What follows belongs to an exercise in optimizing a design on an open flow for a short achievable clock period and few clock cycles; a production flow would make more cautious choices.
In this exercise RTL edits were held to simulation tests only and were not proved equivalent to the original.
The series may have gaps, and a smaller design here may also do less where the tests do not look.
No activity file was given, so power comes from the tool's default toggle rates.

**Run 1: metal 1**

(1 px per um)
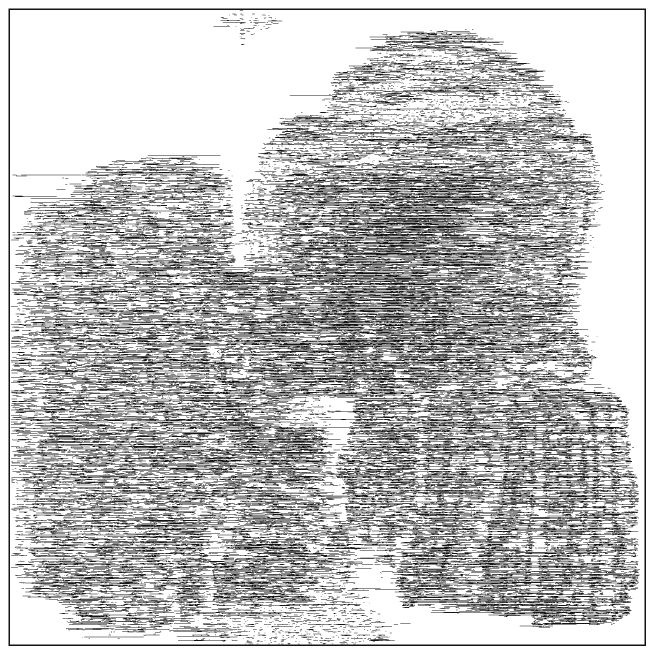
**Run 1: clock routing**

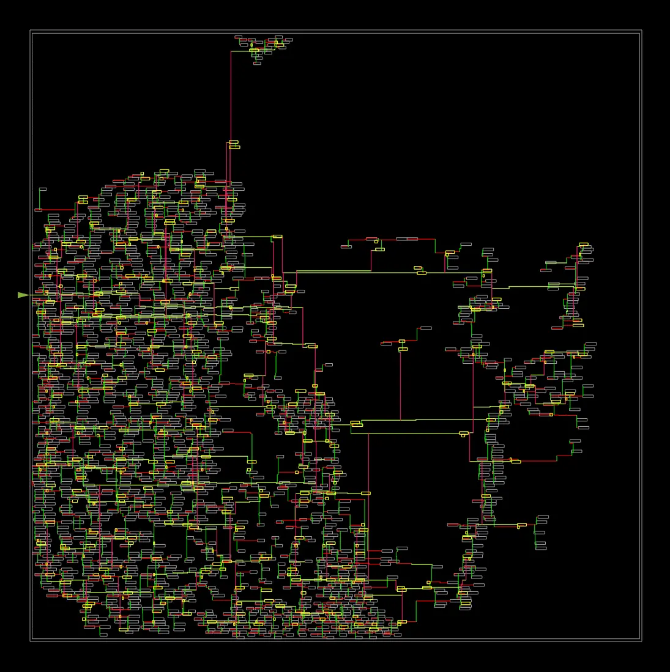
**Run 1: floorplan with the power grid**

Pins as bars on the die edge. Tap cells in grey.
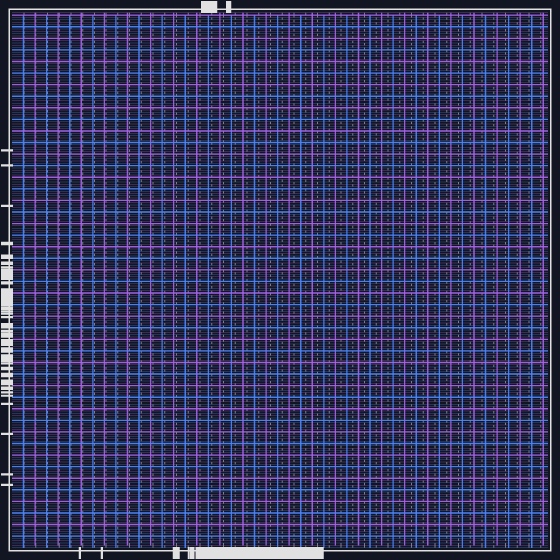
File: flow/run.sh
#!/bin/bash
# synth_recipe.tcl (not shown) runs the flow's synth.tcl, then flattens the netlist and writes it again
# the make line also repeats each setting of config.mk as NAME=value (left out here)
make -C /OpenROAD-flow-scripts/flow DESIGN_CONFIG=/design/flow/config.mk WORK_HOME=/design/flow/orfs CLKGATE_MAP_FILE= SYNTH_SCRIPT=/design/flow/synth_recipe.tcl finish
File: flow/config.mk
export PLATFORM = sky130hd
export DESIGN_NAME = mips
export DESIGN_NICKNAME = mips
export VERILOG_FILES = /design/flow/design.v
export SDC_FILE = /design/flow/constraint.sdc
export NUM_CORES = 4
export LEC_CHECK = 0
export CAP_MARGIN = 20
export CORE_MARGIN = 2
export CORE_UTILIZATION = 40
export PLACE_DENSITY = 0.6
export SLEW_MARGIN = 20
File: flow/constraint.sdc
create_clock -name core_clock -period 100.0 [get_ports {clk}]
set_input_delay 20.0000 -clock core_clock [delete_from_list [all_inputs] [get_ports {clk}]]
set_output_delay 20.0000 -clock core_clock [all_outputs]
set_load 0.01 [all_outputs]
File: flow/design.v
`timescale 1ns / 1ps
module mips(
    input clk,
    input reset,
    input [31:0] i_inst_rdata,
    input [31:0] m_data_rdata,
    output [31:0] i_inst_addr,
    output [31:0] m_data_addr,
    output [31:0] m_data_wdata,
    output [3 :0] m_data_byteen,
    output [31:0] m_inst_addr,
    output w_grf_we,
    output [4:0] w_grf_addr,
    output [31:0] w_grf_wdata,
    output [31:0] w_inst_addr
);
    reg  [31:0] pc_f;
    reg  [31:0] ir_f, irpc_f;
    reg  [31:0] hold_ir, hold_pc;
    reg         use_hold, d_valid;
    assign i_inst_addr = pc_f;
    always @(posedge clk) begin
        ir_f   <= i_inst_rdata;
        irpc_f <= pc_f;
    end
    wire [31:0] ir  = use_hold ? hold_ir : ir_f;
    wire [31:0] dpc = use_hold ? hold_pc : irpc_f;
    wire [5:0]  op = ir[31:26];
    wire [5:0]  fn = ir[5:0];
    wire [4:0]  rs = ir[25:21];
    wire [4:0]  rt = ir[20:16];
    wire [4:0]  rd = ir[15:11];
    wire [4:0]  sa = ir[10:6];
    wire [15:0] imm = ir[15:0];
    wire        rty = (op == 6'h00);
    wire i_lb   = op == 6'h20, i_lbu = op == 6'h24, i_lh = op == 6'h21, i_lhu = op == 6'h25, i_lw = op == 6'h23;
    wire i_sb   = op == 6'h28, i_sh  = op == 6'h29, i_sw = op == 6'h2b;
    wire i_addi = op == 6'h08, i_addiu = op == 6'h09, i_slti = op == 6'h0a, i_sltiu = op == 6'h0b;
    wire i_andi = op == 6'h0c, i_ori = op == 6'h0d, i_xori = op == 6'h0e, i_lui = op == 6'h0f;
    wire i_beq  = op == 6'h04, i_bne = op == 6'h05, i_blez = op == 6'h06, i_bgtz = op == 6'h07;
    wire i_bltz = (op == 6'h01) && (rt == 5'd0);
    wire i_bgez = (op == 6'h01) && (rt == 5'd1);
    wire i_j    = op == 6'h02, i_jal = op == 6'h03;
    wire i_add  = rty && fn == 6'h20, i_addu = rty && fn == 6'h21;
    wire i_sub  = rty && fn == 6'h22, i_subu = rty && fn == 6'h23;
    wire i_and  = rty && fn == 6'h24, i_or = rty && fn == 6'h25, i_xor = rty && fn == 6'h26, i_nor = rty && fn == 6'h27;
    wire i_slt  = rty && fn == 6'h2a, i_sltu = rty && fn == 6'h2b;
    wire i_sll  = rty && fn == 6'h00, i_srl = rty && fn == 6'h02, i_sra = rty && fn == 6'h03;
    wire i_sllv = rty && fn == 6'h04, i_srlv = rty && fn == 6'h06, i_srav = rty && fn == 6'h07;
    wire i_jr   = rty && fn == 6'h08, i_jalr = rty && fn == 6'h09;
    wire i_mfhi = rty && fn == 6'h10, i_mthi = rty && fn == 6'h11, i_mflo = rty && fn == 6'h12, i_mtlo = rty && fn == 6'h13;
    wire i_mult = rty && fn == 6'h18, i_multu = rty && fn == 6'h19, i_div = rty && fn == 6'h1a, i_divu = rty && fn == 6'h1b;
    wire is_load  = i_lb | i_lbu | i_lh | i_lhu | i_lw;
    wire is_store = i_sb | i_sh | i_sw;
    wire is_br    = i_beq | i_bne | i_blez | i_bgtz | i_bltz | i_bgez;
    wire shift_i  = i_sll | i_srl | i_sra;
    wire shift_v  = i_sllv | i_srlv | i_srav;
    wire alu_r    = i_add | i_addu | i_sub | i_subu | i_and | i_or | i_xor | i_nor | i_slt | i_sltu;
    wire alu_i    = i_addi | i_addiu | i_slti | i_sltiu | i_andi | i_ori | i_xori;
    wire md       = i_mult | i_multu | i_div | i_divu;
    wire hilo     = md | i_mfhi | i_mflo | i_mthi | i_mtlo;
    wire wr_rd    = alu_r | shift_i | shift_v | i_mfhi | i_mflo | i_jalr;
    wire wr_rt    = alu_i | i_lui | is_load;
    wire [4:0] dest = i_jal ? 5'd31 : wr_rt ? rt : rd;
    wire d_wr     = (wr_rd | wr_rt | i_jal) && (dest != 5'd0);
    wire a_reg    = alu_r | shift_v | alu_i | md | i_mthi | i_mtlo;
    wire b_reg    = alu_r | shift_i | shift_v | md;
    wire duse_rs  = is_br | i_jr | i_jalr | is_load | is_store;
    wire duse_rt  = i_beq | i_bne | is_store;
    reg  [31:0] rf [0:31];
    reg  [31:0] rf_v;
    reg         x_wr, x_isload;
    reg  [4:0]  x_rd;
    wire [31:0] x_val;
    reg         w_wr, w_isload;
    reg  [4:0]  w_rd;
    wire [31:0] w_val;
    wire [31:0] rf_rs = rf_v[rs] ? rf[rs] : 32'd0;
    wire [31:0] rf_rt = rf_v[rt] ? rf[rt] : 32'd0;
    wire x_hit_rs = x_wr && (x_rd == rs);
    wire x_hit_rt = x_wr && (x_rd == rt);
    wire w_hit_rs = w_wr && (w_rd == rs);
    wire w_hit_rt = w_wr && (w_rd == rt);
    wire [31:0] va = (rs == 5'd0) ? 32'd0 : x_hit_rs ? x_val : w_hit_rs ? w_val : rf_rs;
    wire [31:0] vb = (rt == 5'd0) ? 32'd0 : x_hit_rt ? x_val : w_hit_rt ? w_val : rf_rt;
    wire dv_busy_next;
    wire st_ld   = x_isload && ((duse_rs && x_hit_rs) || (duse_rt && x_hit_rt));
    wire st_hilo = hilo && dv_busy_next;
    wire stall   = d_valid && (st_ld || st_hilo);
    wire issue   = d_valid && !stall;
    wire eq    = (va == vb);
    wire a_z   = (va == 32'd0);
    wire taken = (i_beq & eq) | (i_bne & ~eq) | (i_blez & (va[31] | a_z)) |
                 (i_bgtz & ~va[31] & ~a_z) | (i_bltz & va[31]) | (i_bgez & ~va[31]);
    wire [31:0] pc4  = pc_f + 32'd4;
    wire [31:0] pcbr = pc_f + {{14{imm[15]}}, imm, 2'b00};
    wire [31:0] npc  = (i_j | i_jal) ? {pc_f[31:28], ir[25:0], 2'b00} :
                       (i_jr | i_jalr) ? va :
                       taken ? pcbr : pc4;
    always @(posedge clk) begin
        if (reset) begin
            pc_f     <= 32'h0000_3000;
            d_valid  <= 1'b0;
            use_hold <= 1'b0;
        end else begin
            d_valid  <= 1'b1;
            use_hold <= stall;
            if (!stall) pc_f <= d_valid ? npc : pc4;
        end
        if (stall) begin
            hold_ir <= ir;
            hold_pc <= dpc;
        end
    end
    wire [31:0] sext = {{16{imm[15]}}, imm};
    wire [31:0] zext = {16'd0, imm};
    wire [31:0] addr = va + sext;
    wire [3:0]  be   = i_sw ? 4'b1111 :
                       i_sh ? (addr[1] ? 4'b1100 : 4'b0011) :
                       i_sb ? (4'b0001 << addr[1:0]) : 4'b0000;
    wire [31:0] sdat = i_sb ? {4{vb[7:0]}} : i_sh ? {2{vb[15:0]}} : vb;
    wire [31:0] opa  = shift_i ? {27'd0, sa} : (i_lui | i_jal | i_jalr) ? 32'd0 : va;
    wire [31:0] opb  = (i_addi | i_addiu | i_slti | i_sltiu) ? sext :
                       (i_andi | i_ori | i_xori) ? zext :
                       i_lui ? {imm, 16'd0} :
                       (i_jal | i_jalr) ? (dpc + 32'd8) : vb;
    reg  [31:0] x_a, x_b, x_pc;
    reg         x_fa, x_fb;                       
    reg         x_add, x_sub, x_and, x_or, x_xor, x_nor, x_slt, x_sltu;
    reg         x_sll, x_srl, x_sra, x_mfhi, x_mflo;
    reg         x_mult, x_multu, x_div, x_divu, x_mthi, x_mtlo;
    reg  [2:0]  x_lt;                             
    reg  [31:0] m_addr_q, m_wdata_q, m_pc_q;
    reg  [3:0]  m_be_q;
    assign m_data_addr   = m_addr_q;
    assign m_data_wdata  = m_wdata_q;
    assign m_data_byteen = m_be_q;
    assign m_inst_addr   = m_pc_q;
    always @(posedge clk) begin
        if (reset) begin
            x_wr <= 1'b0; x_isload <= 1'b0;
            x_add <= 1'b0; x_sub <= 1'b0; x_and <= 1'b0; x_or <= 1'b0; x_xor <= 1'b0; x_nor <= 1'b0;
            x_slt <= 1'b0; x_sltu <= 1'b0; x_sll <= 1'b0; x_srl <= 1'b0; x_sra <= 1'b0;
            x_mfhi <= 1'b0; x_mflo <= 1'b0;
            x_mult <= 1'b0; x_multu <= 1'b0; x_div <= 1'b0; x_divu <= 1'b0; x_mthi <= 1'b0; x_mtlo <= 1'b0;
            m_be_q <= 4'd0;
        end else begin
            x_wr     <= issue & d_wr;
            x_isload <= issue & is_load;
            x_add    <= issue & (i_add | i_addu | i_addi | i_addiu | i_lui | i_jal | i_jalr);
            x_sub    <= issue & (i_sub | i_subu);
            x_and    <= issue & (i_and | i_andi);
            x_or     <= issue & (i_or | i_ori);
            x_xor    <= issue & (i_xor | i_xori);
            x_nor    <= issue & i_nor;
            x_slt    <= issue & (i_slt | i_slti);
            x_sltu   <= issue & (i_sltu | i_sltiu);
            x_sll    <= issue & (i_sll | i_sllv);
            x_srl    <= issue & (i_srl | i_srlv);
            x_sra    <= issue & (i_sra | i_srav);
            x_mfhi   <= issue & i_mfhi;
            x_mflo   <= issue & i_mflo;
            x_mult   <= issue & i_mult;
            x_multu  <= issue & i_multu;
            x_div    <= issue & i_div;
            x_divu   <= issue & i_divu;
            x_mthi   <= issue & i_mthi;
            x_mtlo   <= issue & i_mtlo;
            m_be_q   <= issue ? be : 4'd0;
        end
        x_rd  <= dest;
        x_a   <= opa;
        x_b   <= opb;
        x_fa  <= a_reg && x_isload && x_hit_rs;
        x_fb  <= b_reg && x_isload && x_hit_rt;
        x_pc  <= dpc;
        x_lt  <= i_lbu ? 3'd1 : i_lb ? 3'd2 : i_lhu ? 3'd3 : i_lh ? 3'd4 : 3'd0;
        m_addr_q  <= addr;
        m_wdata_q <= sdat;
        m_pc_q    <= dpc;
    end
    reg  [31:0] raw_q;                  
    reg  [2:0]  w_lt;
    reg  [1:0]  w_off;
    always @(posedge clk) raw_q <= m_data_rdata;
    wire [7:0]  ld_b = w_off[1] ? (w_off[0] ? raw_q[31:24] : raw_q[23:16]) :
                                  (w_off[0] ? raw_q[15:8]  : raw_q[7:0]);
    wire [15:0] ld_h = w_off[1] ? raw_q[31:16] : raw_q[15:0];
    wire [31:0] ldext = (w_lt == 3'd1) ? {24'd0, ld_b} :
                        (w_lt == 3'd2) ? {{24{ld_b[7]}}, ld_b} :
                        (w_lt == 3'd3) ? {16'd0, ld_h} :
                        (w_lt == 3'd4) ? {{16{ld_h[15]}}, ld_h} : raw_q;
    wire [31:0] A = x_fa ? ldext : x_a;
    wire [31:0] B = x_fb ? ldext : x_b;
    reg  [31:0] hi, lo;
    reg         hi_v, lo_v;
    wire [31:0] hi_r = hi_v ? hi : 32'd0;
    wire [31:0] lo_r = lo_v ? lo : 32'd0;
    wire [31:0] sum  = A + B;
    wire [32:0] dif  = {1'b0, A} - {1'b0, B};
    wire        ltu  = dif[32];
    wire        lts  = (A[31] ^ B[31]) ? A[31] : dif[31];
    wire [4:0]  shamt = A[4:0];
    wire [31:0] shl  = B << shamt;
    wire [31:0] shr  = B >> shamt;
    wire [31:0] sar  = $signed(B) >>> shamt;
    assign x_val = ({32{x_add}}  & sum) |
                   ({32{x_sub}}  & dif[31:0]) |
                   ({32{x_and}}  & (A & B)) |
                   ({32{x_or}}   & (A | B)) |
                   ({32{x_xor}}  & (A ^ B)) |
                   ({32{x_nor}}  & ~(A | B)) |
                   ({31'd0, x_slt & lts}) |
                   ({31'd0, x_sltu & ltu}) |
                   ({32{x_sll}}  & shl) |
                   ({32{x_srl}}  & shr) |
                   ({32{x_sra}}  & sar) |
                   ({32{x_mfhi}} & hi_r) |
                   ({32{x_mflo}} & lo_r);
    wire        msg = x_mult;
    wire [65:0] prod = $signed({msg & A[31], A}) * $signed({msg & B[31], B});
    wire        dv_done;
    wire [31:0] dv_q, dv_r;
    XALU #(.S0(1), .S1(3)) divider(
        .clk(clk), .reset(reset),
        .start(x_div | x_divu), .sgn(x_div),
        .a(A), .b(B),
        .done(dv_done), .busy_next(dv_busy_next),
        .q(dv_q), .r(dv_r));
    always @(posedge clk) begin
        if (x_mult | x_multu) begin
            hi <= prod[63:32]; lo <= prod[31:0];
        end else if (dv_done) begin
            hi <= dv_r; lo <= dv_q;
        end else begin
            if (x_mthi) hi <= A;
            if (x_mtlo) lo <= A;
        end
        if (reset) begin
            hi_v <= 1'b0;
            lo_v <= 1'b0;
        end else begin
            if (x_mult | x_multu | dv_done | x_mthi) hi_v <= 1'b1;
            if (x_mult | x_multu | dv_done | x_mtlo) lo_v <= 1'b1;
        end
    end
    reg  [31:0] w_res, w_pc;
    always @(posedge clk) begin
        if (reset) begin
            w_wr <= 1'b0;
        end else begin
            w_wr <= x_wr;
        end
        w_isload <= x_isload;
        w_rd  <= x_rd;
        w_lt  <= x_lt;
        w_off <= m_addr_q[1:0];
        w_res <= x_val;
        w_pc  <= x_pc;
    end
    assign w_val = w_isload ? ldext : w_res;
    always @(posedge clk) begin
        if (reset) begin
            rf_v <= 32'd0;
        end else if (w_wr) begin
            rf_v[w_rd] <= 1'b1;
        end
        if (w_wr) rf[w_rd] <= w_val;
    end
    reg         t_we;
    reg  [4:0]  t_rd;
    reg  [31:0] t_data, t_pc;
    always @(posedge clk) begin
        if (reset) t_we <= 1'b0;
        else       t_we <= w_wr;
        t_rd   <= w_rd;
        t_data <= w_val;
        t_pc   <= w_pc;
    end
    assign w_grf_we    = t_we;
    assign w_grf_addr  = t_rd;
    assign w_grf_wdata = t_data;
    assign w_inst_addr = t_pc;
endmodule
`timescale 1ns / 1ps
module DivStep(
    input         act,
    input  [31:0] r_in,
    input  [31:0] b1_in,    
    input  [33:0] b3_in,    
    input  [31:0] q_in,
    output [31:0] r_out,
    output [31:0] b1_out,
    output [33:0] b3_out,
    output [31:0] q_out
    );
    wire [34:0] t1 = {3'b0, r_in} - {3'b0, b1_in};
    wire [34:0] t2 = {3'b0, r_in} - {2'b0, b1_in, 1'b0};
    wire [34:0] t3 = {3'b0, r_in} - {1'b0, b3_in};
    wire g1 = ~t1[34];
    wire g2 = ~t2[34];
    wire g3 = ~t3[34];
    wire [1:0] dg = g3 ? 2'd3 : g2 ? 2'd2 : g1 ? 2'd1 : 2'd0;
    wire [31:0] r_n = g3 ? t3[31:0] : g2 ? t2[31:0] : g1 ? t1[31:0] : r_in;
    assign r_out  = act ? r_n : r_in;
    assign q_out  = act ? {q_in[29:0], dg} : q_in;
    assign b1_out = {2'b0, b1_in[31:2]};
    assign b3_out = {2'b0, b3_in[33:2]};
endmodule
module XALU #(parameter S0 = 1, parameter S1 = 4) (
    input         clk,
    input         reset,
    input         start,
    input         sgn,
    input  [31:0] a,
    input  [31:0] b,
    output        done,
    output        busy_next,
    output [31:0] q,
    output [31:0] r
    );
    wire sa = sgn & a[31];
    wire sb = sgn & b[31];
    wire [31:0] na = sa ? -a : a;
    wire [31:0] nb = sb ? -b : b;
    function [5:0] blen(input [31:0] x);
        integer i;
        begin
            blen = 6'd0;
            for (i = 0; i < 32; i = i + 1)
                if (x[i]) blen = i[5:0] + 6'd1;
        end
    endfunction
    wire [5:0] la = blen(na);
    wire [5:0] lb = blen(nb);
    wire [6:0] k0 = {1'b0, la} - {1'b0, lb};
    wire       kneg = k0[6];
    wire [5:0] sh = {k0[5:1], 1'b0};
    wire [5:0] m0 = kneg ? 6'd0 : ({1'b0, k0[5:1]} + 6'd1);
    wire [33:0] nb3 = {2'b0, nb} + {1'b0, nb, 1'b0};
    wire [31:0] b1_0 = nb << sh;
    wire [33:0] b3_0 = nb3 << sh;
    reg        busy;
    reg [5:0]  rem;
    reg [31:0] R, B1, Q;
    reg [33:0] B3;
    reg        qneg, rneg;
    wire [31:0] r0 [0:S0];
    wire [31:0] b10 [0:S0];
    wire [33:0] b30 [0:S0];
    wire [31:0] q0 [0:S0];
    assign r0[0] = na; assign b10[0] = b1_0; assign b30[0] = b3_0; assign q0[0] = 32'd0;
    genvar g;
    generate for (g = 0; g < S0; g = g + 1) begin : blk0
        DivStep st(.act(m0 > g), .r_in(r0[g]), .b1_in(b10[g]), .b3_in(b30[g]), .q_in(q0[g]),
                   .r_out(r0[g+1]), .b1_out(b10[g+1]), .b3_out(b30[g+1]), .q_out(q0[g+1]));
    end endgenerate
    wire [31:0] r1 [0:S1];
    wire [31:0] b11 [0:S1];
    wire [33:0] b31 [0:S1];
    wire [31:0] q1 [0:S1];
    assign r1[0] = R; assign b11[0] = B1; assign b31[0] = B3; assign q1[0] = Q;
    generate for (g = 0; g < S1; g = g + 1) begin : blk1
        DivStep st(.act(rem > g), .r_in(r1[g]), .b1_in(b11[g]), .b3_in(b31[g]), .q_in(q1[g]),
                   .r_out(r1[g+1]), .b1_out(b11[g+1]), .b3_out(b31[g+1]), .q_out(q1[g+1]));
    end endgenerate
    wire fin0 = start & (m0 <= S0);
    wire fin1 = busy & (rem <= S1);
    assign done = fin0 | fin1;
    assign busy_next = (start & (m0 > S0)) | (busy & (rem > S1));
    wire [31:0] qu = start ? q0[S0] : q1[S1];
    wire [31:0] ru = start ? r0[S0] : r1[S1];
    wire        qn = start ? (sa ^ sb) : qneg;
    wire        rn = start ? sa : rneg;
    assign q = qn ? -qu : qu;
    assign r = rn ? -ru : ru;
    always @(posedge clk) begin
        if (reset) begin
            busy <= 1'b0;
        end else if (start) begin
            busy <= (m0 > S0);
        end else if (busy) begin
            busy <= (rem > S1);
        end
        if (start) begin
            rem <= m0 - S0;
            R <= r0[S0]; B1 <= b10[S0]; B3 <= b30[S0]; Q <= q0[S0];
            qneg <= sa ^ sb; rneg <= sa;
        end else if (busy) begin
            rem <= rem - S1;
            R <= r1[S1]; B1 <= b11[S1]; B3 <= b31[S1]; Q <= q1[S1];
        end
    end
endmodule
==> results.rst, run 1 <==
.. list-table::
   :header-rows: 1

   * - Metric
     - Value
   * - Result of the run
     - complete, no violations
   * - Largest net degree at the start of global routing
     - 167
   * - Category of the critical setup timing path
     - reg2out
   * - Number of distinct library cells after synthesis
     - 124
   * - Number of flip-flops in the largest register
     - around 1000
   * - Sequential area share after synthesis
     - 30.7%
   * - Critical Path Max Stage Delay
     - 0.74 ns
   * - Path length in cells of the critical path
     - 1
   * - Count of cells resized by post-cts repair
     - 0
   * - Die outline width
     - 634 um
   * - Min Tclk post-route
     - 22.24 ns
   * - Highest-delay cell along the critical path
     - sky130_fd_sc_hd__clkdlybuf4s50_1
   * - Worst-margin pin slew
     - between 1 and 1.5 ns
   * - Flops & latches, synth
     - 1792
   * - Number of flops mapped to enable cells by yosys
     - approximately 1300
   * - Overall die area
     - between 0.4 and 0.5 mm2
   * - Total power
     - roughly 0.0028 W
   * - Initial core utilization
     - 40.2%
   * - Cell Chain, Critical Path
     - clkdlybuf4s50_1
   * - Reg2reg path depth
     - 51
   * - Reg-to-Reg Start
     - w_off[0]
   * - Most common flop cell mapped by yosys
     - sky130_fd_sc_hd__edfxtp_1
   * - Detailed-route DRC error count
     - 0
   * - Post-CTS Setup Bufs
     - 0
   * - Crit path arrival time
     - 2.24 ns
   * - Antenna-violating nets left
     - 0
   * - Number of warnings reported in the yosys synthesis log
     - 2
   * - Root buffer cell
     - sky130_fd_sc_hd__clkbuf_16
   * - Highest net fanout along the worst path
     - 9
   * - Worst Hold Launch
     - w_pc[29]
   * - Combined area of all synthesized cells
     - about 0.16 mm2
   * - Number of antenna violations at the first check in global routing
     - 55
   * - DPL Wire Length
     - 490 mm
   * - Worst EP required
     - 80.00 ns
   * - Number of instances on the worst hold path
     - 0
   * - Layout cell share with drive strength beyond 1
     - 8.54%
   * - Total congestion overflow
     - 0
   * - Area added between synthesis and finish
     - 10.5%
   * - CTS Buffer Depth
     - 4
   * - Io pins
     - 268
   * - Maximum vdd ir drop
     - 0.0000300 V
   * - Final hold viol count
     - 0
Testbench counts for the RTL of run 1, summed over its fixed seeds: cycles 83,117.
-- 'metal 1' (at the start) --
The wires run mostly horizontal. The layer holds 37% of the routed length. 18004 nets have wire on it.

-- 'clock routing' (at the start) --
clk pwr: 0.000754 W
insertion delay to the later sink of the worst-skew pair: 0.98 ns
Final Skew: 0.112 ns

-- 'floorplan with the power grid' (at the start) --
Purple shows VDD. Blue shows VSS.
232 met1 rails follow the rows. 46 straps on met4. 5242 tap cells.

==> run 1: Yosys cell counts, drive strengths merged (71+ instances only) <==
master	count	area share, %
nor2b	115	0.45
xor2	201	1.1
mux4	288	4.1
inv	1518	3.6
o21a	141	0.67
a211oi	211	1.0
nand3	595	1.9
fa	1144	14
o22ai	88	0.35
dfxtp	508	6.4
o21ai	745	2.4
o211ai	173	0.83
nor4	71	0.33
and3	290	1.1
a21oi	913	2.9
a21o	173	0.82
and2	95	0.37
ha	774	6.1
a311oi	268	1.5
nand2	3033	7.2
o31ai	84	0.40
buf	338	0.89
mux2i	265	1.7
or3	81	0.33
a31oi	236	0.94
edfxtp	1284	24
o21bai	90	0.45
nor2	1236	2.9
xnor2	482	2.7
nor3	292	0.95
clkbuf	731	1.7
nand2b	106	0.42
==> run 1: layout make-up <==
type	instances	area, um2
clock inverter	108	947
clock buffer	263	5640
multi-input combinational	13100	101000
antenna	25	62.6
timing repair buffer	746	6440
inverter	1536	5800
tap	5242	6560
sequential	1792	48700
fill	38300	220000
==> run 1: kinds of logic after synthesis <==
kind of cell	share of synthesized area, %
xor+xnor	3.78
flops	30.7
simple gates	16.9
fa+ha+maj	20.5
buf+inv	6.24
compound gates	15.8
mux	6.18
==> run 1: stage by stage <==
step | cell area (um2) | setup slack (ns) | instances | utilization, % | hold slack, ns
3_3_place_gp | 169000 | 77.31 | 22400 | 42.7 | 0.315
2_1_floorplan | 159000 | 78.81 | 17500 | - | 0.310
3_5_place_dp | 169000 | 77.38 | 22400 | 42.7 | 0.314
4_1_cts | 176000 | 77.72 | 22800 | 44.4 | 0.324
5_1_grt | 176000 | 77.73 | 22800 | 44.4 | 0.326
6_report | 176000 | 77.76 | 22800 | 44.4 | 0.323
==> run 1: metal layers <==
| metal | up-vias | global-route usage [%] | wire length, um |
|---|---|---|---|
| met4 | 34 | 22.3 | 56700 |
| met5 | - | 0 | 241 |
| met2 | 8400 | 50.6 | 295000 |
| met3 | 2146 | 8.66 | 74600 |
| met1 | 69500 | 39.6 | 246000 |
| li1 | 61200 | - | - |
==> run 1: where the power goes <==
part / total (W) / internal (W) / switching, W
combinational: 0.00125 / 0.000425 / 0.000824
sequential: 0.000814 / 0.000801 / 0.0000124
clock: 0.000754 / 0.000417 / 0.000337
total: 0.00282 / 0.00164 / 0.00117
**Run 1: metal 3**

(1 px per um) Cells faint in the background.
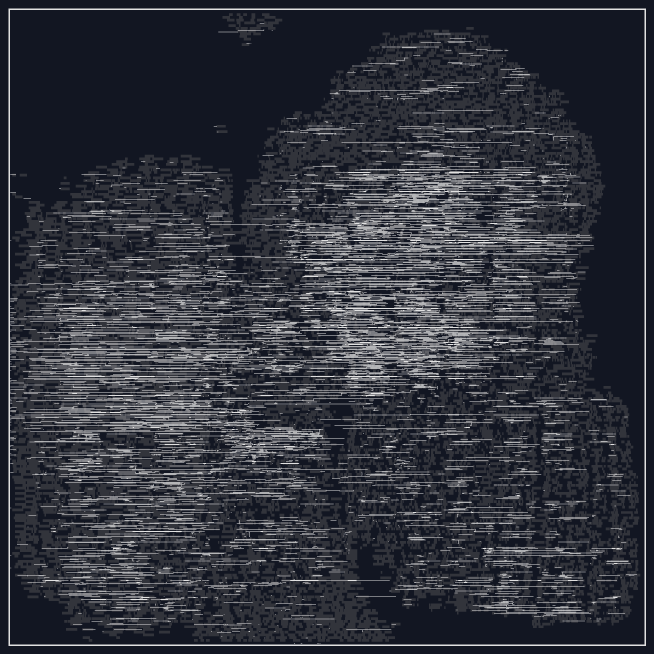

==> run 1 -> run 2 <==
--- a/flow/design.v
+++ b/flow/design.v
@@ -16,3 +16,5 @@
 );
-    reg  [31:0] pc_f;
+    reg  [31:0] pc_f;           
+    reg  [31:0] pc_n;           
+    wire [31:0] pc_i = ~pc_n;
     reg  [31:0] ir_f, irpc_f;
@@ -23,3 +25,3 @@
         ir_f   <= i_inst_rdata;
-        irpc_f <= pc_f;
+        irpc_f <= pc_i;
     end
@@ -94,5 +96,5 @@
                  (i_bgtz & ~va[31] & ~a_z) | (i_bltz & va[31]) | (i_bgez & ~va[31]);
-    wire [31:0] pc4  = pc_f + 32'd4;
-    wire [31:0] pcbr = pc_f + {{14{imm[15]}}, imm, 2'b00};
-    wire [31:0] npc  = (i_j | i_jal) ? {pc_f[31:28], ir[25:0], 2'b00} :
+    wire [31:0] pc4  = pc_i + 32'd4;
+    wire [31:0] pcbr = pc_i + {{14{imm[15]}}, imm, 2'b00};
+    wire [31:0] npc  = (i_j | i_jal) ? {pc_i[31:28], ir[25:0], 2'b00} :
                        (i_jr | i_jalr) ? va :
@@ -102,2 +104,3 @@
             pc_f     <= 32'h0000_3000;
+            pc_n     <= ~32'h0000_3000;
             d_valid  <= 1'b0;
@@ -107,3 +110,6 @@
             use_hold <= stall;
-            if (!stall) pc_f <= d_valid ? npc : pc4;
+            if (!stall) begin
+                pc_f <= d_valid ? npc : pc4;
+                pc_n <= ~(d_valid ? npc : pc4);
+            end
         end
==> flow/flow/run.sh (new file) <==
#!/bin/bash
# The standard layout (standard.sh) with two optimisation settings:
#  - the input and output port buffers are sky130_fd_sc_hd__buf_8 cells
#    instead of the flow's default buffer cell;
#  - the resizer's setup-slack target (SETUP_SLACK_MARGIN) is 78.7 ns, so
#    repair_timing works on every path slower than 21.3 ns of the 100 ns
#    clock (the constraints themselves are unchanged); gate cloning is off
#    (SKIP_GATE_CLONING), so repair never copies a cell.
# All of the flow's output goes to standard_flow.log; ORFS keeps each
# step's log under orfs/logs.
set -euo pipefail
export BUFFER_PORTS_ARGS="-buffer_cell sky130_fd_sc_hd__buf_8"
export SETUP_SLACK_MARGIN=78.7
export SKIP_GATE_CLONING=1
bash standard.sh finish "BUFFER_PORTS_ARGS=$BUFFER_PORTS_ARGS" "SETUP_SLACK_MARGIN=$SETUP_SLACK_MARGIN" \
    "SKIP_GATE_CLONING=$SKIP_GATE_CLONING" > standard_flow.log 2>&1
==> flow/standard.sh (new file) <==
#!/bin/bash
# synth_recipe.tcl (not shown) runs the flow's synth.tcl, then flattens the netlist and writes it again
# the make line also repeats each setting of config.mk as NAME=value (left out here)
make -C /OpenROAD-flow-scripts/flow DESIGN_CONFIG=/design/flow/config.mk WORK_HOME=/design/flow/orfs CLKGATE_MAP_FILE= SYNTH_SCRIPT=/design/flow/synth_recipe.tcl "${@:-finish}"
removed: flow/run.sh
**Run 2: metal 3**

(1 px per um) Cells faint in the background.
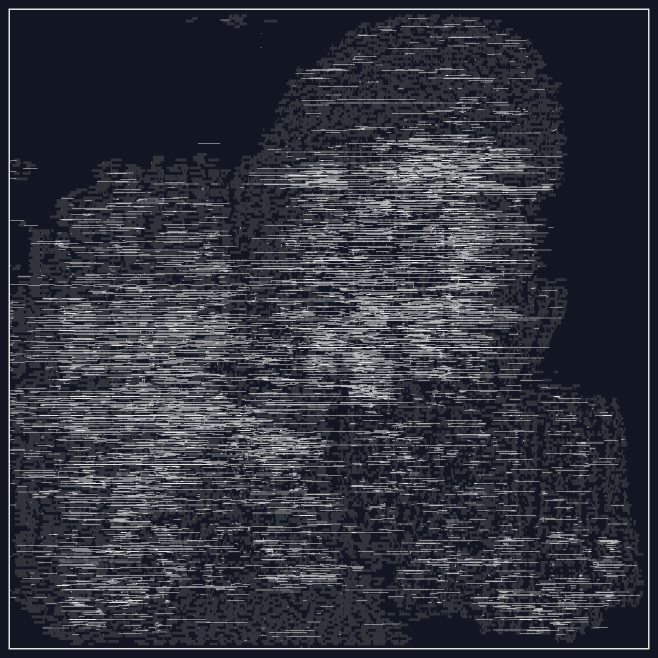
The layer carries 79.8 mm of wire. The layer holds 12% of the routed length. 2141 nets have wire on it. The longest straight run is 224 um. The wires run mostly horizontal.

**Run 2: floorplan with the power grid**

Pins as bars on the die edge. Tap cells in grey.
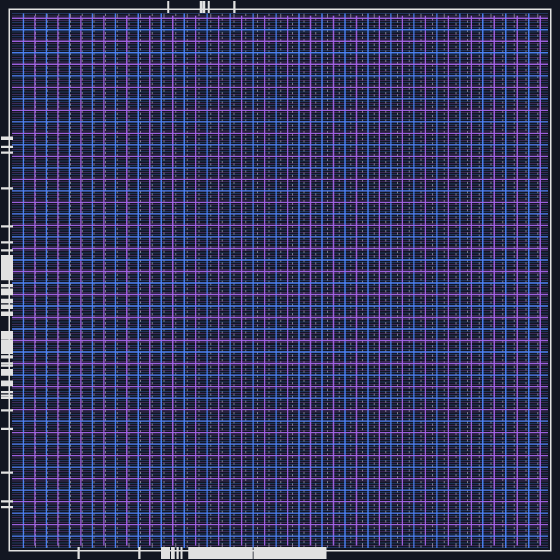
Blue shows VSS. Purple shows VDD.
268 signal pins sit on the boundary. The core has 232 rows. 46 straps on met4.

==> run 2 against run 1 <==
Compared with the run above: sequential share of layout area barely moved; still clean on timing, DRC and antenna; fmax is 3.9% higher; area after synthesis grew 1.2%; register-to-register slack got worse by 0.32 ns.
==> results.rst, run 2 <==
.. list-table::
   :header-rows: 1

   * - Metric
     - Value
   * - Leakage
     - 71.4 nW (was 69.7 nW)
   * - Sequential area share after synthesis
     - 30.7% (about the same)
   * - Number of flops mapped to enable cells by yosys
     - 1284 (unchanged)
   * - Final number of setup-violating endpoints
     - 0 (unchanged)
   * - TritonCTS clock tree
     - built (unchanged)
   * - GP Congestion
     - 1.07 (was 1.09)
   * - Die outline width
     - 638 um (was 634 um)
   * - Final Skew
     - 0.102 ns (was 0.112 ns)
   * - Number of instances on the worst hold path
     - 0 (unchanged)
   * - Number of warnings reported in the yosys synthesis log
     - 2 (unchanged)
   * - Type of the most critical hold path
     - reg2reg (unchanged)
   * - Cell Chain, Critical Path
     - buf_8 (was clkdlybuf4s50_1)
   * - Number of hold buffers added after CTS
     - 0 (unchanged)
   * - Cell types with the largest area share after synthesis
     - sky130_fd_sc_hd__edfxtp_1, sky130_fd_sc_hd__fa_1, sky130_fd_sc_hd__nand2_1 (unchanged)
   * - Post-synth top area share
     - 24.0% (was 24.3%)
   * - Average instance area after synthesis
     - 9.03 um2 (was 9.10 um2)
   * - Setup slack after placement
     - 78.31 ns (was 77.38 ns)
   * - Total power
     - 0.00313 W (was 0.00282 W)
   * - Syn Inst Count
     - 17800 (was 17500)
   * - Maximum operating frequency
     - 46.7 MHz (was 45.0 MHz)
   * - Terminus of the critical flop-to-flop path
     - hi[21] (was hi[28])
   * - Via count normalized by instance count
     - 6.24 (was 6.20)
   * - Clock buffers created by TritonCTS
     - 199 (was 200)
   * - DPL Wire Length
     - 499 mm (was 490 mm)
   * - Final #Nets
     - 19700 (was 19300)
   * - Total wirelength of the detailed-routed design
     - 688 mm (was 672 mm)
   * - Overall die area
     - 0.407 mm2 (was 0.402 mm2)
   * - Flops & latches, synth
     - 1824 (was 1792)
   * - Post-synth top area cell
     - sky130_fd_sc_hd__edfxtp_1 (unchanged)
   * - Count of input and output buffers
     - 267 (unchanged)
   * - Io pins
     - 268 (unchanged)
   * - Global Route Usage Sum
     - 32.9% (was 32.6%)
   * - Critical Path Max Stage Delay
     - 0.35 ns (was 0.74 ns)
   * - Most common flop cell mapped by yosys
     - sky130_fd_sc_hd__edfxtp_1 (unchanged)
   * - Normalized max-slew margin
     - 14.0% (was 11.6%)
   * - Wire per inst
     - 29.7 um (was 29.5 um)
   * - Min Tclk post-route
     - 21.41 ns (was 22.24 ns)
   * - Total Neg Setup Slack
     - 0 ns (unchanged)
   * - Register with the most flip-flops
     - rf (unchanged)
   * - Maximum vdd ir drop
     - 0.0000280 V (was 0.0000300 V)
   * - Combined area of all synthesized cells
     - 0.161 mm2 (was 0.159 mm2)
   * - Cell with the most instances after synthesis
     - sky130_fd_sc_hd__nand2_1 (unchanged)
   * - Number of max-capacitance violations reported
     - 0 (unchanged)
   * - Final core utilization
     - 44.8% (was 44.4%)
   * - Root buffer cell
     - sky130_fd_sc_hd__clkbuf_16 (unchanged)
   * - Core Rows
     - 232 (was 231)
   * - Number of antenna violations at the first check in global routing
     - 62 (was 55)
   * - Via count
     - 145000 (was 141000)
   * - Largest net degree at the start of global routing
     - 118 (was 167)
   * - Detailed-route DRC error count
     - 0 (unchanged)
   * - DR pass1 iterations
     - 9 (was 10)
   * - Area added between synthesis and finish
     - 11.4% (was 10.5%)
   * - Period utilization
     - 21.4% (was 22.2%)
   * - H-tree levels
     - 4 (unchanged)
   * - Iter 0 DRT Violations
     - 19100 (was 17900)
   * - CTS Buffer Depth
     - 4 (unchanged)
   * - R2r setup slk
     - 81.71 ns (was 82.03 ns)
   * - Post-CTS Setup Bufs
     - 3 (was 0)
   * - Die H
     - 638 um (was 634 um)
   * - Buffering stage count on the worst path with inverters included
     - 1 (unchanged)
   * - Max-slew violations
     - 0 (unchanged)
   * - Pwr Density
     - 17.5 mW/mm2 (was 16.0 mW/mm2)
   * - Leading cell types in the layout, fill and taps excluded
     - sky130_fd_sc_hd__nand2_1, sky130_fd_sc_hd__inv_1, sky130_fd_sc_hd__edfxtp_1 (unchanged)
   * - Highest-delay cell along the critical path
     - sky130_fd_sc_hd__dfxtp_2 (was sky130_fd_sc_hd__clkdlybuf4s50_1)
   * - Async set-reset flop share out of synthesis
     - 0% (unchanged)
   * - Post-Synthesis Net Count
     - 19800 (was 19500)
   * - Post-route setup slack
     - 78.59 ns (was 77.76 ns)
   * - Final hold viol count
     - 0 (unchanged)
   * - Worst Hold Launch
     - w_pc[22] (was w_pc[29])
   * - Layout cell share with drive strength beyond 1
     - 11.1% (was 8.54%)
   * - Initial core utilization
     - 40.2% (about the same)
   * - Wire length of the first global-routing pass
     - 982 mm (was 958 mm)
   * - Worst EP required
     - 80.00 ns (about the same)
   * - CTS clk-pin slew, worst paths
     - 0.07 ns (about the same)
   * - Commonest non-fill, non-tap cell in the layout
     - sky130_fd_sc_hd__nand2_1 (unchanged)
   * - Most used standard cells in the synthesized netlist
     - sky130_fd_sc_hd__nand2_1, sky130_fd_sc_hd__inv_1, sky130_fd_sc_hd__nor2_1, sky130_fd_sc_hd__edfxtp_1, sky130_fd_sc_hd__fa_1 (was sky130_fd_sc_hd__nand2_1, sky130_fd_sc_hd__inv_1, sky130_fd_sc_hd__edfxtp_1, sky130_fd_sc_hd__nor2_1, sky130_fd_sc_hd__fa_1)
   * - Reg2reg path depth
     - 56 (was 51)
   * - Antenna-violating nets left
     - 0 (unchanged)
   * - Largest delay share family, worst path
     - flip-flops (was buffers and inverters)
   * - Number of flip-flops in the largest register
     - 1024 (unchanged)
   * - Number of distinct library cells after synthesis
     - 118 (was 124)
   * - Result of the run
     - complete, no violations (unchanged)
   * - Crit path launch type
     - flip-flop (unchanged)
   * - Crit path arrival time
     - 1.41 ns (was 2.24 ns)
   * - Count of cells resized by post-cts repair
     - 202 (was 0)
   * - Insertion delay to the later sink of the worst-skew pair
     - 0.93 ns (was 0.98 ns)
   * - Total congestion overflow
     - 0 (unchanged)
   * - Unrepaired setup endpoints after global routing
     - true (was false)
   * - Hold-critical path endpoint
     - t_pc[22] (was t_pc[29])
   * - Via count of the first global-routing pass
     - 139000 (was 135000)
   * - Reg-to-Reg Start
     - divider.R[0] (was w_off[0])
   * - Highest net fanout along the worst path
     - 2 (was 9)
   * - Nature of the critical path endpoint
     - output port (unchanged)
   * - Category of the critical setup timing path
     - reg2out (unchanged)
   * - Floorplan Core Area
     - 0.400 mm2 (was 0.396 mm2)
   * - Worst-margin pin slew
     - 1.28 ns (was 1.31 ns)
Testbench counts for the RTL of run 2, summed over its fixed seeds: cycles 83,117.
**Run 2: clock routing**

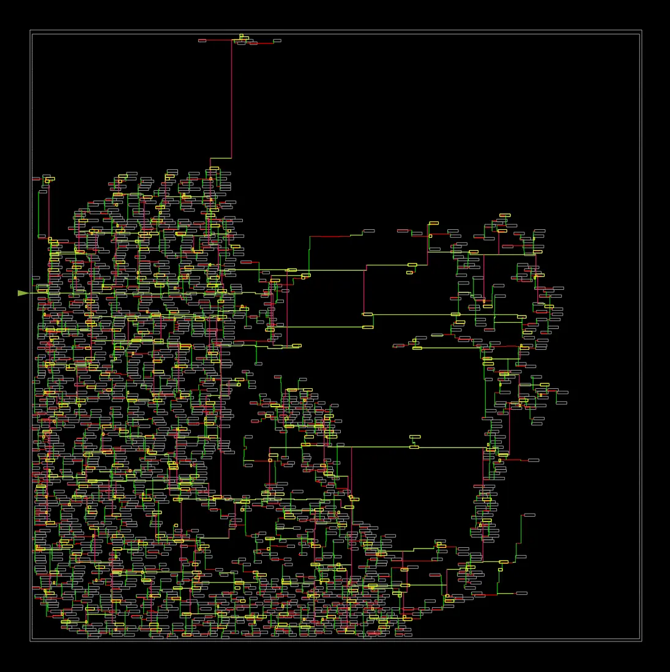
clk sinks: 1824
number of clock buffers in the layout: 249

## run 2: changes by cell type in the layout (fill, tap and decap cells not counted), sizes merged, moves of 32 or more
cell           before   now
buf               479   777
clkdlybuf4s50     266     0
nand3             595   808
and3              290   155
nand2            3033  3128
o21ai             745   828
nor3              292   237
nor2             1236  1289
a21o              173   223
a211oi            211   176
dfxtp             508   540
xor2              201   169
## run 2: layout make-up
class | instances | area, um2
Antenna cell | 25 | 62.6
Sequential cell | 1824 | 49600
Timing Repair Buffer | 779 | 7950
Tap cell | 5265 | 6590
Clock inverter | 116 | 1190
Clock buffer | 249 | 5470
Multi-Input combinational cell | 13400 | 103000
Fill cell | 38400 | 221000
Inverter | 1532 | 5790
## run 2: worst max path at each step
stage,startpoint,end,depth (start not counted)
2_1_floorplan,reset,pc_n[24],7
3_5_place_dp,reset,pc_f[12],5
6_report,pc_f[12],i_inst_addr[12],1
4_1_cts,pc_f[5],i_inst_addr[5],1
3_3_place_gp,reset,pc_n[15],8
5_1_grt,pc_f[5],i_inst_addr[5],1
## run 2: stage by stage
| step | instance area [um2] | cells | hold slack, ns |
|---|---|---|---|
| final | 179000 | 23200 | 0.326 |
| after global routing | 179000 | 23100 | 0.333 |
| after CTS | 179000 | 23100 | 0.325 |
| after detailed placement | 172000 | 22700 | 0.312 |
| after global placement | 172000 | 22700 | 0.312 |
| after floorplan | 161000 | 17800 | 0.310 |
## run 2: cell families after synthesis
| family | Yosys count | synth area share [%] |
|---|---|---|
| multiplexers | 645 | 6.29 |
| AND/OR/NAND/NOR | 6290 | 17.0 |
| adder cells (fa/ha/maj) | 1916 | 20.2 |
| buffers and inverters | 2631 | 6.23 |
| flip-flops | 1824 | 30.7 |
| AO/OA/AOI/OAI | 3840 | 15.9 |
| XOR/XNOR | 673 | 3.68 |
## run 2: layer usage
metal / wire, um / up-vias / GRT usage (%)
li1: - / 62300 / -
met5: 285 / - / 0
met2: 303000 / 8855 / 50.7
met4: 59500 / 38 / 23.5
met1: 246000 / 71000 / 39.3
met3: 79800 / 2351 / 9.42
## run 2: power by group
part | switching (W) | internal, W | total (W) | leakage, nW
combinational | 0.000999 | 0.000526 | 0.00153 | 51.5
clock | 0.000336 | 0.000432 | 0.000768 | 3.25
sequential | 0.0000169 | 0.000820 | 0.000837 | 16.6

-- re-timing with driven ports --
The results above use ideal ports. As a check the final layouts listed here were re-extracted and re-timed, cells and wires unchanged. Step 1 sets driving cells, clkbuf_16 on the clock port and buf_2 on the other inputs (assumed; they add their load-dependent delay and slew). Step 2, shift: input delay + t, output delay - t, t = (earliest + latest rising clock arrival at the registers) / 2. This alone moves slack from input paths to output paths. Three values: ideal, step 1, step 2; two values: the first two.
run | shift t [ns] | setup WS [ns] | worst hold slack (ns) | slew at the worst register clock pin (ns) | worst data-port slew with drivers (ns)
run 1 | 1.006 | 77.756 / 77.669 / 77.298 | 0.323 / 0.323 / 0.323 | 0.08 / 0.08 | 0.05
run 2 | 0.968 | 78.593 / 78.510 / 78.225 | 0.326 / 0.326 / 0.326 | 0.08 / 0.08 | 0.07
After both steps setup and hold are still met in every run listed. The setup slack of run 1, which loses most, moves by -0.087 ns with the drivers and by -0.458 ns with both steps.
